Context: an optimization exercise on an open-source flow, tuned for small area, a short achievable clock period and few clock cycles. The choices shown serve that exercise and are no tape-out recipe.
Some runs may be left out. An edit can pass the tests and still lose a function that they never use.
Function was not checked in any run shown here: the RTL went through the layout flow alone.

## flow/design.v in outline (module list and top-level ports)
// module mmult: 5696 lines
// module mmult_fa: 4 lines
// module mmult_xor: 3 lines
// module mmult_xnor: 3 lines
// module mmult_or: 3 lines
// module mmult_nor: 3 lines
module mmult#(parameter MATRIX_SIZE = 3,
              parameter INPUT_UNIT_LEN = 8,
              parameter OUTPUT_UNIT_LEN = INPUT_UNIT_LEN*2+1)
             (input clk,
              input reset_n,
              input enable,
              input [0:9*INPUT_UNIT_LEN-1] A_mat,
              input [0:9*INPUT_UNIT_LEN-1] B_mat,
              output valid,
              output wire [0:9*OUTPUT_UNIT_LEN-1] C_mat);
  // ...
==> flow/flow/run.sh <==
#!/bin/bash
# The standard layout (standard.sh, synthesis unchanged), except for
# the port buffers: every input and output port still gets exactly one
# buffer, but a buf_4 instead of the weak buffer buffer_ports picks on its
# own; after global placement the A_mat/B_mat buffers, which each drive 24
# partial products, are made buf_8 (upsize_inputs.tcl), and each port
# buffer is moved from beside its pin to the logic it serves
# (move_port_buffers.tcl); detailed placement then legalizes them.  make's
# output goes to standard.log; each step's log stays in orfs/logs.
set -euo pipefail
export BUFFER_PORTS_ARGS="-buffer_cell sky130_fd_sc_hd__buf_4"
export POST_GLOBAL_PLACE_TCL="$PWD/flow/post_gp.tcl"
bash standard.sh finish > standard.log 2>&1
==> flow/flow/move_port_buffers.tcl <==
# Move each port buffer from beside its pin to the logic it serves: an
# input port's buffer to the middle of the cells it drives, an output
# port's buffer next to the cell that drives it.  The port itself drives,
# or is driven by, the longer wire to the pin instead of a small logic
# cell.  Detailed placement legalizes the moved buffers afterwards.
set block [ord::get_db_block]
set moved 0
foreach bterm [$block getBTerms] {
  set net [$bterm getNet]
  if { $net == "NULL" } { continue }
  if { [$net getSigType] != "SIGNAL" } { continue }
  set iterms [$net getITerms]
  if { [llength $iterms] != 1 } { continue }
  set buf [[lindex $iterms 0] getInst]
  set master [[$buf getMaster] getName]
  if { ![string match "sky130_fd_sc_hd__buf_*" $master] } { continue }
  # the buffer's other net
  set other "NULL"
  foreach it [$buf getITerms] {
    set n [$it getNet]
    if { $n == "NULL" || $n == $net } { continue }
    if { [$n getSigType] != "SIGNAL" } { continue }
    set other $n
  }
  if { $other == "NULL" } { continue }
  set xs 0; set ys 0; set cnt 0
  foreach it [$other getITerms] {
    set i [$it getInst]
    if { $i == $buf } { continue }
    set loc [$i getLocation]
    incr xs [lindex $loc 0]; incr ys [lindex $loc 1]; incr cnt
  }
  if { $cnt == 0 } { continue }
  $buf setLocation [expr {$xs / $cnt}] [expr {$ys / $cnt}]
  $buf setPlacementStatus PLACED
  incr moved
}
puts "move_port_buffers: moved $moved port buffers"
==> flow/flow/post_gp.tcl <==
# After global placement: make the input-port buffers buf_8, then move every
# port buffer to the logic it serves.
set here [file dirname [info script]]
source [file join $here upsize_inputs.tcl]
source [file join $here move_port_buffers.tcl]
==> flow/flow/upsize_inputs.tcl <==
# Make the buffers that buffer_ports put on the A_mat and B_mat inputs buf_8.
set n 0
foreach inst [get_cells *] {
  if { [get_property $inst ref_name] != "sky130_fd_sc_hd__buf_4" } { continue }
  set pin [get_pins -of_objects $inst -filter "direction == input"]
  set net [get_property [get_nets -of_objects $pin] name]
  if { [string match "A_mat*" $net] || [string match "B_mat*" $net] } {
    replace_cell $inst sky130_fd_sc_hd__buf_8
    incr n
  }
}
puts "upsize_inputs: $n input buffers made buf_8"
==> flow/standard.sh <==
#!/bin/bash
# synth_recipe.tcl (not shown) runs the flow's synth.tcl, then flattens the netlist and writes it again
# the make line also repeats each setting of config.mk as NAME=value (left out here)
make -C /OpenROAD-flow-scripts/flow DESIGN_CONFIG=/design/flow/config.mk WORK_HOME=/design/flow/orfs CLKGATE_MAP_FILE= SYNTH_SCRIPT=/design/flow/synth_recipe.tcl "${@:-finish}"
==> flow/config.mk <==
export PLATFORM = sky130hd
export DESIGN_NAME = mmult
export DESIGN_NICKNAME = mmult
export VERILOG_FILES = /design/flow/design.v
export SDC_FILE = /design/flow/constraint.sdc
export NUM_CORES = 4
export LEC_CHECK = 0
export CAP_MARGIN = 30
export CORE_MARGIN = 2
export CORE_UTILIZATION = 40
export SETUP_SLACK_MARGIN = 3.3
export SLEW_MARGIN = 45
export SYNTH_HIERARCHICAL = 1
export TNS_END_PERCENT = 5
==> flow/constraint.sdc <==
create_clock -name core_clock -period 8.0 [get_ports {clk}]
set_input_delay 1.6000 -clock core_clock [delete_from_list [all_inputs] [get_ports {clk}]]
set_output_delay 1.6000 -clock core_clock [all_outputs]
set_load 0.01 [all_outputs]
### Logic cells by family, run 1

Bar = 100 um.
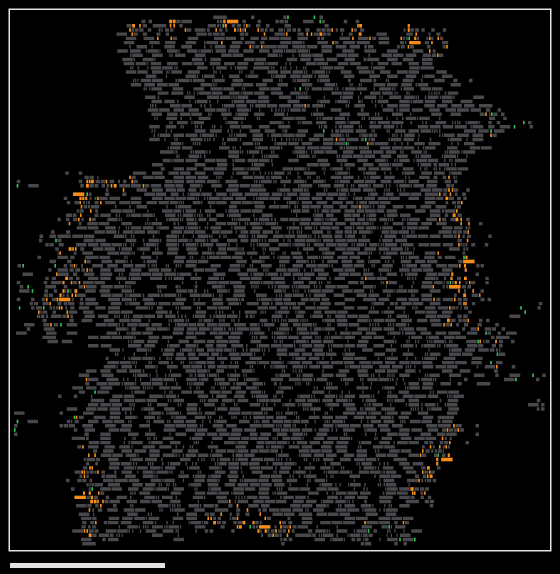
green -> inverters  # cells 45, most used inv_1, where all over the die
orange -> NOR gates  # cells 234, most used nor2_1, where all over the die

### Metal layers overlaid, run 1

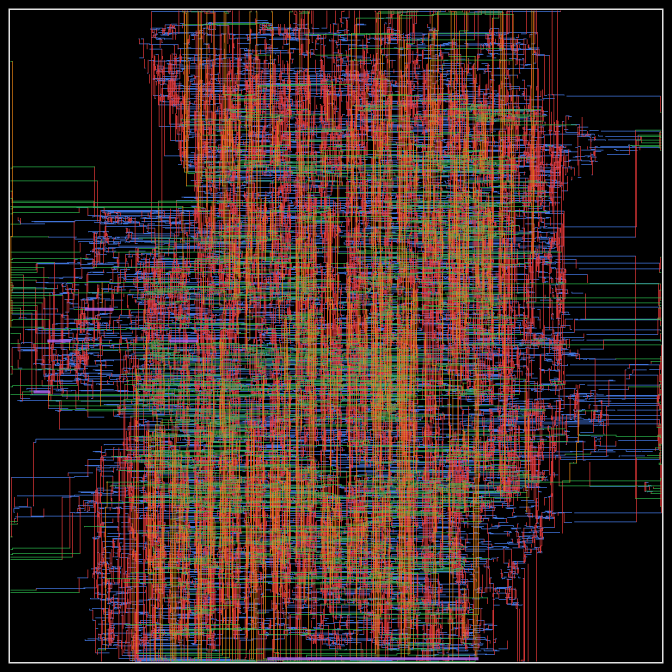
green -> met3  # wire length 26.6 mm
purple -> met5  # wire length 157 um
blue -> met1  # wire length 60.5 mm
orange -> met4  # wire length 20.5 mm
red -> met2  # wire length 79.6 mm

### Wiring heat map, run 1

35 x 35 tiles, from dark purple (low) to yellow (high), scaled to the fullest tile. Values are wire area over tile area, all layers added.
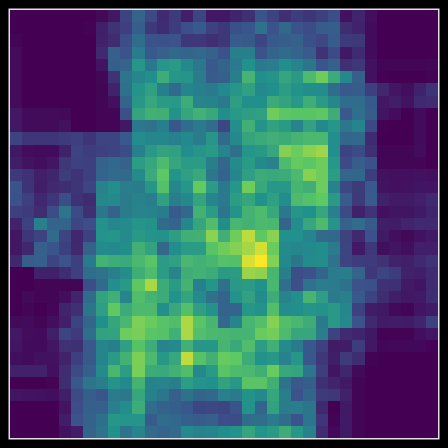
emptiest ninth of the die = upper left
densest ninth of the die = center
nearly empty tiles = 16%

==> impl_results.md, run 1 <==
- FP Rows: 126
- Die boundary width: 349 um
- Largest buffer count on any clock path: 3
- Kind of critical path: flip-flop to output pin
- Synth warn: 7
- Sequential area share after synthesis: 11.0%
- Reported max-cap violation count: 0
- Placement Cell Area: 52000 sq um
- Clock slew at the register clock pins of the worst setup and hold paths: 0.05 ns
- Post-Synth Simple-Gate Area: 17.1%
- Count of routing violations after the opening detailed-route iteration: 3748
- Sum of met2 wire segment lengths after detailed routing: 79600 um
- Count of nets after finishing: 6199
- Endpoints failing hold: 0
- Number of clock buffers in the layout: 50
- Area taken by multi-input logic gates: 41500 sq um
- Final Util: 45.3%
- Post-DP HPWL: 138000 um
- Portion of synthesized cell area occupied by the leading cell type: 62.9%
- Arrival time at the worst endpoint: 3.02 ns
- Number of buffers inserted by port buffering: 300
- Post-route clock period utilization: 57.8%
- Total Neg Setup Slack: 0 ns
- Area taken by flip-flops and latches: 5250 sq um
- Gr usage total: 31.7%
- Drt wl/cell: 30.7 um
- Global Route met1 Usage: 36.1%
- Number of buffers added by the clock tree synthesis step: 39
- TritonCTS clock tree: built
- Clk tree area frac: 2.29%
- Xor-xnor portion of the synthesized cell area: 2.98%
- Routed via count: 36000
- Final-layout non-clock buffer area share: 6.28%
- Sequential cell count of the final layout: 262
- Netlist Area Pre-Place: 47600 sq um
- Setup crit end kind: output pin
- Routed met1 length: 60500 um
- Global-route wire length before repair: 276000 um
- EDFF count, synth: 0
- Number of distinct library cells after synthesis: 32
- Floorplan die area: 122000 sq um
- Antenna violations before repair: 11
- Highest achievable clock rate: 216 MHz
- Met2 Resource Use GR: 47.0%
- Worst hold margin: 1.19 ns
- Crit start category: flip-flop
- Share of flip-flops with an asynchronous set or reset after synthesis: 0%
- Combinational family with the most area after synthesis: adder cells
- Worst Tran Pin Value: 0.548 ns
- Final setup violating endpoints: 0
- Detail-routed via count per cell: 5.91
- Maximum number of pins on one net before global-route repair: 25
- Worst slew margin relative to its limit: 63.4%
- Inverter count of the layout excluding clock inverters: 45
- Cell class with the largest area share: multi-input combinational cells
- Type of the worst min-delay path: primary input to flip-flop
- Top-Level Pins: 301
- Highest-utilization routing layer at the global route stage: met2
- Worst slack after detailed placement: 2.88 ns
- Synthesized net count: 6179
- Post-layout minimum cycle time: 4.62 ns
- Post-synthesis average cell area: 10.5 sq um
- Seq area share: 9.82%
- Top cells by area in the synthesized netlist: fa_1 63%, nand2_1 14%, dfxtp_1 11%
- Clock tree sinks: 262
- Non-filler instance count after layout: 6093
- Fraction of layout cells with a size suffix above 1: 13.8%
- Final setup margin: 3.38 ns
- Highest metal layer with signal wires: met5
- Run status: complete, no violations
- CORE AREA: 118000 sq um
- Share of the final layout cell area in multi-input gates: 77.7%
- Post-synthesis compound-gate area fraction: 1.94%
- Vias in the first global route: 40100
-- run 1: Yosys cell counts (18+ instances only) --
master / instances
nor3_1: 27
nand3_1: 18
buf_4: 27
o31a_1: 18
nand2_1: 1755
xnor2_1: 54
clkbuf_1: 288
nor2_1: 171
dfxtp_1: 262
or2_1: 18
a21oi_1: 36
fa_1: 1494
ha_1: 27
o21ai_0: 18
nand2b_1: 18
xor2_1: 108
inv_1: 45
-- run 1: worst max-delay path, stage by stage, from the launching register on --
cell and delay [ns]:
dfxtp_1 0.31, fa_1 0.57, xor2_1 0.35, nand3_1 0.20
nor4_4 0.31, nor2_2 0.12, o31ai_1 0.28, a311oi_1 0.08
buf_4 0.17
-- run 1: cell usage in the layout (no fill, tap or decap), types with 27 or more instances in the layout --
cell	netlist	final
clkbuf_16	0	39
nor3_1	27	27
xnor2_1	54	54
inv_1	45	45
dfxtp_1	262	262
xor2_1	108	93
fa_1	1494	1301
ha_1	27	27
nor2_1	171	171
buf_4	27	159
a21oi_1	36	36
nand2_1	1755	1730
buf_8	0	144
fa_2	0	193
-- run 1: repair_timing --
item,CTS,global route
setup buffers,0,3
endpoints found under the setup margin,3,25
pin swaps,0,3
hold endpoints to repair,0,0
gates resized for setup,1,16
==> inputs of run 2 (changes only) <==
--- a/flow/config.mk
+++ b/flow/config.mk
@@ -9,3 +9,3 @@
 export CORE_MARGIN = 2
-export CORE_UTILIZATION = 40
+export CORE_UTILIZATION = 45
 export SETUP_SLACK_MARGIN = 3.3
### Met2 routing, run 2

Bar = 100 um.
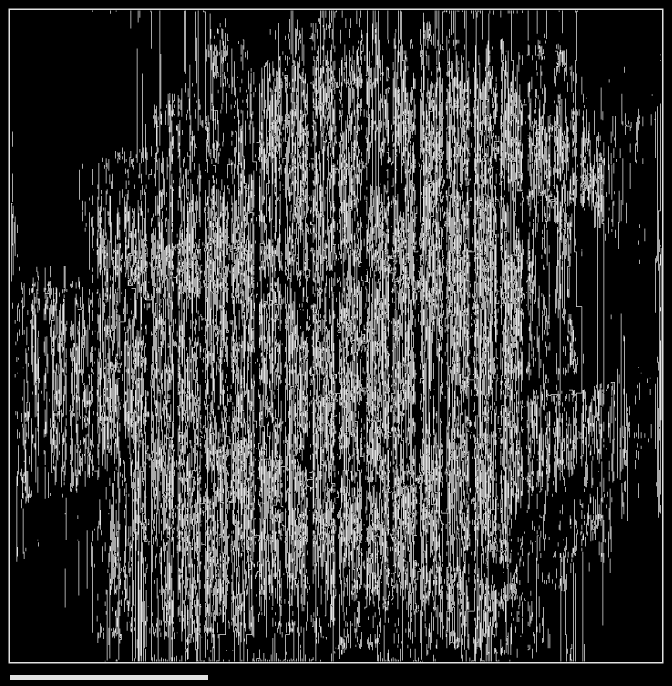
share of all routed wire = 42%
nets with wire on the layer = 5511
main direction = vertical
longest straight run = 142 um
wire length on this layer = 78.2 mm

### Wiring heat map, run 2

33 x 33 tiles, from dark purple (low) to yellow (high), scaled to the fullest tile. Values are wire area over tile area, all layers added.
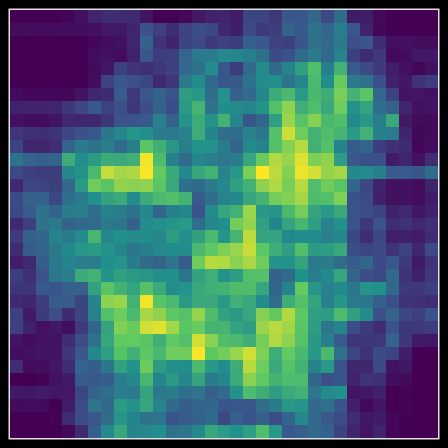
fullest tile = 0.86
mean over tiles = 0.32
emptiest ninth of the die = upper left

### Full-chip view from the flow's report step, run 2

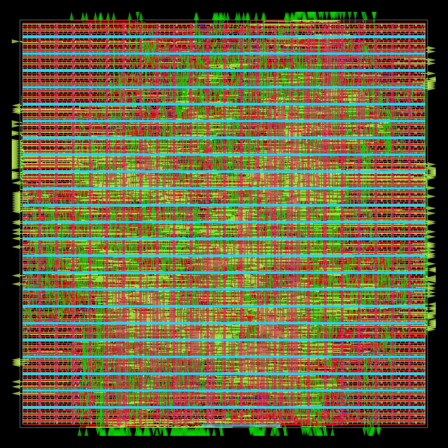
non-filler instance count after layout: 5961
die boundary width: 329 um

### Metal layers overlaid, run 2

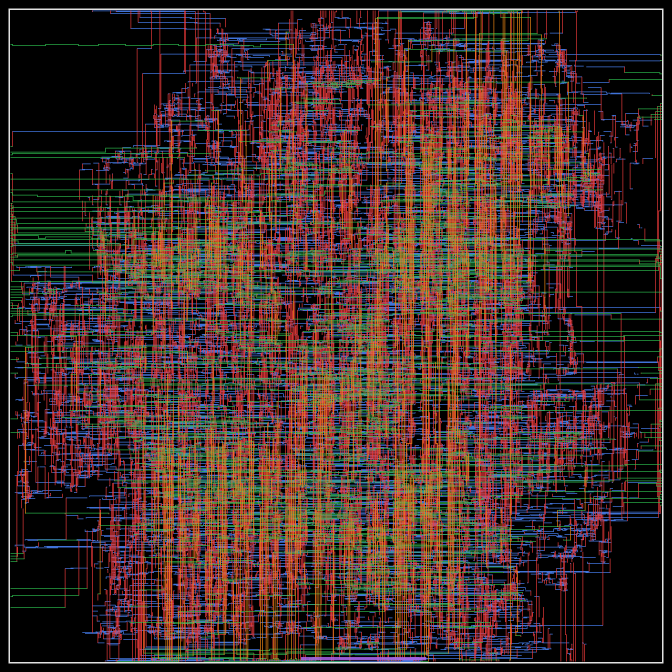
orange -> met4  # wire length 17700 um
red -> met2  # wire length 78.2 mm
purple -> met5  # wire length 61.6 um
blue -> met1  # wire length 59.4 mm
green -> met3  # wire length 28.7 mm

==> run 2 against run 1 <==
Still clean. Hold slack got worse by 0.020 ns. Via count rose by 0.17%. Clock-buffer cell count fell by 4. Final cell count fell by 2.2%. Critical path depth rose by 1. Non-clock buffer count rose by 1. Sequential share of layout area barely moved. Critical endpoint is now C_mat[51]. Largest cell class unchanged.
==> impl_results.md, run 2 <==
- Run status: complete, no violations
- H-tree depth reported by CTS: 2
- Synth warn: 7
- Slowest cell on the critical path: fa_1
- Sequential area share after synthesis: 11.0%
- RSZ-0062 raised after global routing: true
- Worst path required time: 6.40 ns
- Number of buffers added by the clock tree synthesis step: 40
- Reported max-cap violation count: 0
- Largest buffer count on any clock path: 3
- Root buffer cell: clkbuf_16
- Top-Level Pins: 301
- Starting density of the core: 45.2%
- Fraction of layout cells with a size suffix above 1: 14.3%
- EDFF count, synth: 0
- Dominant register cell in the synthesized netlist: dfxtp_1
- Type of the worst min-delay path: primary input to flip-flop
- Post-Synth Simple-Gate Area: 17.1%
- Routed via count: 36100
- Highest achievable clock rate: 214 MHz
- Worst hold margin: 1.17 ns
- TritonCTS clock tree: built
- Clock slew at the register clock pins of the worst setup and hold paths: 0.07 ns
- Arrival time at the worst endpoint: 3.06 ns
- First-pass iteration count of the detailed router: 7
- Antenna violations before repair: 6
- Floorplan die area: 108000 sq um
- Ordered cell list for the critical path: fa_1 -> xor2_2 -> nand3_2 -> nor4_4 -> buf_4 -> nor2_2 -> o31ai_1 -> a311oi_1 -> buf_4
- Combinational family with the most area after synthesis: adder cells
- Worst Tran Pin Value: 0.480 ns
- Global-route wire length before repair: 275000 um
- Highest metal layer with signal wires: met5
- Routed met1 length: 59400 um
- Worst hold path stage count: 2
- Peak per-stage delay on the critical path: 0.62 ns
- Endpoints failing hold: 0
- Synthesized net count: 6179
- Clock tree sinks: 262
- Netlist Area Pre-Place: 47600 sq um
- Detail-routed via count per cell: 6.05
- Highest-utilization routing layer at the global route stage: met2
- Post-synth top area cell: fa_1
- Top cells by area in the synthesized netlist: fa_1 63%, nand2_1 14%, dfxtp_1 11%
- Post-synthesis compound-gate area fraction: 1.94%
- Xor-xnor portion of the synthesized cell area: 2.98%
- Met2 Resource Use GR: 51.3%
- Gr usage total: 35.5%
- Sum of met2 wire segment lengths after detailed routing: 78200 um
- Maximum number of pins on one net before global-route repair: 25
- Highest-count cells in the layout ignoring fill and taps: 1730 x nand2_1, 1301 x fa_1, 262 x dfxtp_1, 193 x fa_2, 170 x nor2_1
- Final setup violating endpoints: 0
- Met3 WL post-DR: 28700 um
- Final Slew Violations: 0
- Global Route met1 Usage: 41.4%
- Leading cell type in the layout, fill and taps excluded: nand2_1
- Vias in the first global route: 40500
- Portion of synthesized cell area occupied by the leading cell type: 62.9%
- Count of nets after finishing: 6201
- Library cell with the highest instance count after synthesis: nand2_1
- Number of buffers inserted by port buffering: 300
- Hold-fix buffer count after cts: 0
- Post-route clock period utilization: 58.3%
- Share of synthesized cell area in full adder, half adder and majority cells: 63.6%
- Share of flip-flops with an asynchronous set or reset after synthesis: 0%
- CORE AREA: 105000 sq um
- Setup crit end kind: output pin
- Most instantiated cells after synthesis: 1755 x nand2_1, 1494 x fa_1, 288 x clkbuf_1, 262 x dfxtp_1, 171 x nor2_1
- Worst slew margin relative to its limit: 67.9%
- Post-synthesis average cell area: 10.5 sq um
- Post-DP HPWL: 137000 um
- Total Neg Setup Slack: 0 ns
- Drt wl/cell: 30.9 um
- Crit start category: flip-flop
- FP Rows: 119
- Critical Path Most Common Cell: buf_4
- Number of distinct library cells after synthesis: 32
- Count of routing violations after the opening detailed-route iteration: 3545
- Post-layout minimum cycle time: 4.66 ns
- Kind of critical path: flip-flop to output pin
- Post-Route WL: 184000 um
- DP Cell Count: 5878
-- run 2: timing repair --
item                                    CTS  global route
setup buffers                             1             3
resized for setup                         4            22
cloned                                    0             0
pin swaps                                 1             3
endpoints found under the setup margin    7            28
-- run 2: worst max-delay path, delay by kind of cell, from the launching register on --
kind,cells,cell delay (ns)
adders and majority gates,1,0.62
and+or+nand+nor,3,0.48
DFF,1,0.33
buffers and inverters,2,0.36
AOI/OAI and AO/OA,2,0.31
xor gates and xnor gates,1,0.31
-- run 2: final cells by class --
cell class	instances	area [sq um]
fill	9344	51700
multi-input combinational	3880	41500
sequential	262	5250
timing repair buffer	304	3360
tap	1391	1740
clock buffer	46	1060
clock inverter	26	280
inverter	45	169
antenna	7	17.5
-- run 2: per-stage QoR --
stage	setup WS (ns)	instance area, sq um	util, %
detailed placement	2.90	51900	49.3
global route	3.22	53400	50.8
finish	3.34	53400	50.8
floorplan	3.19	49300	-
CTS	3.27	53200	50.7
global placement	2.74	50800	48.3
==> run 3: too many edits to list; what changed since run 2 <==
flow/design.v: 5713 -> 6073 lines; modules unchanged: 5
  mmult: edited, 5696 -> 6056 lines
==> flow/flow/run.sh (replaced) <==
#!/bin/bash
# The standard layout (standard.sh, synthesis unchanged), except for
# the port buffers: every input and output port still gets exactly one
# buffer, but a buf_4 instead of the weak buffer buffer_ports picks on its
# own, and after global placement the input-port buffers, which each drive
# the 24 partial products of one operand bit, are made buf_8
# (upsize_inputs.tcl).  make's output goes to standard.log; each step's log
# stays in orfs/logs.
set -euo pipefail
export BUFFER_PORTS_ARGS="-buffer_cell sky130_fd_sc_hd__buf_4"
export POST_GLOBAL_PLACE_TCL="$PWD/flow/upsize_inputs.tcl"
bash standard.sh finish > standard.log 2>&1
--- a/flow/config.mk
+++ b/flow/config.mk
@@ -8,5 +8,5 @@
 export CAP_MARGIN = 30
 export CORE_MARGIN = 2
-export CORE_UTILIZATION = 45
+export CORE_UTILIZATION = 40
 export SETUP_SLACK_MARGIN = 3.3
 export SLEW_MARGIN = 45
removed: flow/flow/move_port_buffers.tcl
removed: flow/flow/post_gp.tcl
### Wiring heat map, run 3

35 x 35 tiles, from dark purple (low) to yellow (high), scaled to the fullest tile. Values are wire area over tile area, all layers added.
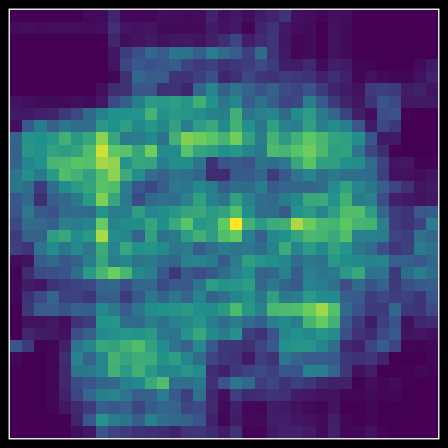
nearly empty tiles = 16%
fullest tile = 0.82
mean over tiles = 0.23
tiles over half the peak = 18%

### Logic cells by family, run 3

Bar = 100 um.
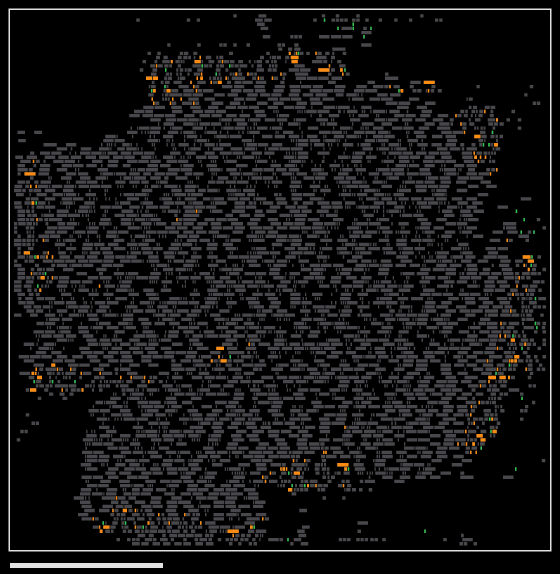
orange -> NOR gates  # cells 174, most used nor2_1, where all over the die
green -> inverters  # cells 54, most used inv_1, where all over the die

### Metal layers overlaid, run 3

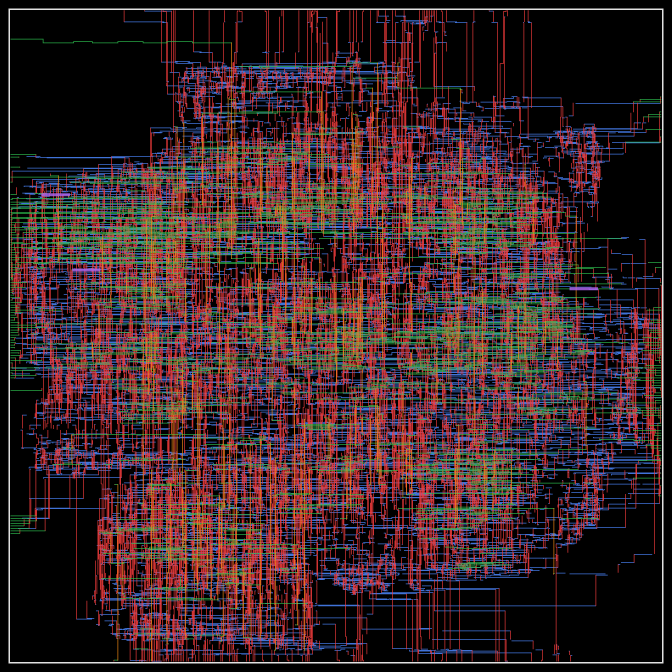
blue -> met1  # wire length 61.0 mm
green -> met3  # wire length 20.4 mm
orange -> met4  # wire length 7340 um
red -> met2  # wire length 77.4 mm
purple -> met5  # wire length 41.4 um

### Full-chip view from the flow's report step, run 3

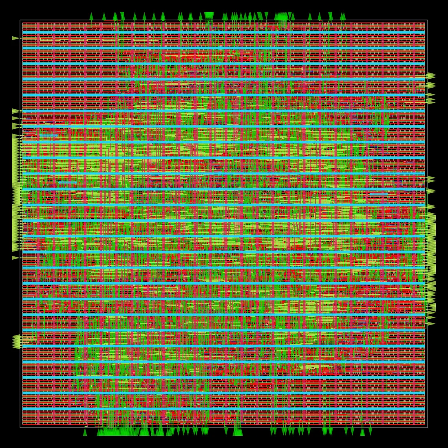
FP Rows: 128
Post-Route WL: 166000 um
die boundary width: 353 um
Top-Level Pins: 301
floorplan die area: 125000 sq um

==> run 3 against run 2 <==
Still clean. Die area up 15%. Utilization decreased by 5.8 points. First-iteration DRC count shrank 5.6%. Final cell count increased by 5.9%. Synthesized cell count increased by 3.0%. Global-route usage is 8.3 points lower. Via count rose by 0.69%.
==> impl_results.md, run 3 <==
- # DRC: 0
- Post-route clock period utilization: 58.2%
- Post-Syn Instances: 4646
- Post-synth top area cell: fa_1
- Remaining global-route overflow: 0
- Post-synthesis compound-gate area fraction: 3.52%
- Hold-fix buffer count after cts: 0
- Leading cell type in the layout, fill and taps excluded: nand2_1
- First-pass iteration count of the detailed router: 6
- Critical path depth: 7
- Post-CTS setup buffer count: 0
- Worst slew margin relative to its limit: 49.6%
- Combinational family with the most area after synthesis: adder cells
- Sequential area share after synthesis: 10.7%
- Endpoints failing hold: 0
- Post-DP HPWL: 123000 um
- Arrival time at the worst endpoint: 3.06 ns
- Highest-count cells in the layout ignoring fill and taps: 1757 x nand2_1, 1305 x fa_1, 262 x dfxtp_1, 189 x fa_2, 156 x buf_4
- Largest buffer count on any clock path: 3
- Kind of critical path: flip-flop to output pin
- Gr usage total: 27.1%
- Area taken by multi-input logic gates: 42700 sq um
- Area growth from synthesis to layout: 12.0%
- Placement Cell Area: 53400 sq um
- Final antenna-violating net count: 0
- Worst path required time: 6.40 ns
- Post-layout minimum cycle time: 4.66 ns
- Flops & latches, synth: 262
- Number of buffers inserted by port buffering: 300
- Xor-xnor portion of the synthesized cell area: 3.23%
- Clock tree sinks: 262
- Starting density of the core: 40.2%
- Post-synthesis average cell area: 10.5 sq um
- Post-route cell area: 54700 sq um
- Final Slew Violations: 0
- Worst Tran Pin Value: 0.750 ns
- Number of buffers added by the clock tree synthesis step: 35
- Worst Path Buf+Inv: 1
- CORE AREA: 121000 sq um
- Root buffer cell: clkbuf_16
- H-tree depth reported by CTS: 2
- Cell type group with the largest total delay on the critical path: compound AO/OA/AOI/OAI gates
- Area taken by flip-flops and latches: 5250 sq um
- Number of distinct library cells after synthesis: 50
- Synth warn: 7
- Share of synthesized cell area in full adder, half adder and majority cells: 61.5%
- Library cell with the highest instance count after synthesis: nand2_1
- Reported max-cap violation count: 0
- Most instantiated cells after synthesis: 1782 x nand2_1, 1494 x fa_1, 293 x clkbuf_1, 262 x dfxtp_1, 113 x xor2_1
- Final setup violating endpoints: 0
- Share of flip-flops with an asynchronous set or reset after synthesis: 0%
- Count of routing violations after the opening detailed-route iteration: 3345
- Non-filler instance count after layout: 6310
- TritonCTS clock tree: built
- Run status: complete, no violations
- Clock slew at the register clock pins of the worst setup and hold paths: 0.06 ns
- DP Cell Count: 6247
- Top cells by area in the synthesized netlist: fa_1 61%, nand2_1 14%, dfxtp_1 11%
- Antenna violations before repair: 3
- Routed via count: 36300
- Final Util: 45.1%
- Netlist Area Pre-Place: 48800 sq um
- Slowest cell on the critical path: fa_1
- Portion of netlist area occupied by mux cells: 0.576%
- Portion of synthesized cell area occupied by the leading cell type: 61.2%
- Detail-routed via count per cell: 5.76
- Filler cell count: 11500
- N_diodes: 0
- Setup crit end kind: output pin
- Drt wl/cell: 26.3 um
- Total Neg Setup Slack: 0 ns
- Global-route wire length before repair: 254000 um
- Fraction of layout cells with a size suffix above 1: 14.1%
- Worst hold margin: 1.22 ns
- Peak per-stage delay on the critical path: 0.56 ns
- RSZ-0062 raised after global routing: true
- Worst hold path stage count: 2
- Crit start category: flip-flop
- Synthesized net count: 6296
- Ordered cell list for the critical path: fa_1 -> xor2_1 -> nand2_1 -> a21boi_0 -> a2111oi_2 -> a311o_1 -> buf_4
- Max Fanout on Critical Path: 4
- Maximum number of pins on one net before global-route repair: 25
- Dominant register cell in the synthesized netlist: dfxtp_1
- Vias in the first global route: 40900
- Type of the worst min-delay path: primary input to flip-flop
- Highest achievable clock rate: 215 MHz
- EDFF count, synth: 0
- Count of nets after finishing: 6309
- Post-Synth Simple-Gate Area: 17.3%
==> run 3: changes by cell type after synthesis, sizes merged, moves of 23 or more <==
cell   previous run  this run
a21oi            36        63
and3              0        23
nand2          1755      1782
nor2            180       112
==> run 3: area by class of cell <==
| type | instances | share of cell area [%] |
|---|---|---|
| Clock buffer | 47 | 1.81 |
| Clock inverter | 16 | 0.336 |
| Inverter | 54 | 0.371 |
| Multi-Input combinational cell | 4006 | 78.1 |
| Sequential cell | 262 | 9.59 |
| Tap cell | 1625 | 3.72 |
| Timing Repair Buffer | 300 | 6.09 |
==> run 3: stage by stage <==
step / setup slack, ns
global route: 3.22
floorplan: 3.19
finish: 3.34
CTS: 3.22
detailed placement: 2.89
global placement: 2.73
==> run 3: timing repair <==
item	CTS	global route
hold endpoints to repair	0	0
resized for setup	4	13
endpoints found under the setup margin	6	26
==> run 3: routing by layer <==
metal / global-route usage, % / up-vias / routed length, um
met2: 43.3 / 2347 / 77400
met5: 0 / - / 41
met3: 8.23 / 460 / 20400
li1: - / 14200 / -
met1: 34.7 / 19300 / 61000
met4: 10.7 / 6 / 7340

## re-timing with driven ports
In the flow no input, the clock included, has a driving cell. The finished layouts below were timed again as built, in two steps. Step 1 assumes that a clkbuf_16 drives the clock port and a buf_2 every other input. Step 2 moves the port delays by t, midway between the first and last clock arrival at a register: inputs arrive t later, outputs are due t later. That takes back most of the time a late clock gives input paths. Three values: ideal ports, drivers, drivers and shift; two values: the first two.
run	shift t [ns]	setup slack, ns	hold slack, ns	worst setup path after step 2	clock arrival spread, ns
run 1	0.686	3.376 / 3.217 / 2.531	1.192 / 1.151 / 1.838	input to register	0.028 / 0.029
run 2	0.701	3.337 / 3.264 / 2.622	1.173 / 1.124 / 1.825	input to register	0.031 / 0.030
run 3	0.665	3.343 / 3.272 / 2.702	1.218 / 1.171 / 1.837	input to register	0.035 / 0.035
After both steps setup and hold are still met in every run listed. For run 1, which loses most, drivers alone change the setup slack by -0.159 ns; drivers and shift together by -0.845 ns.
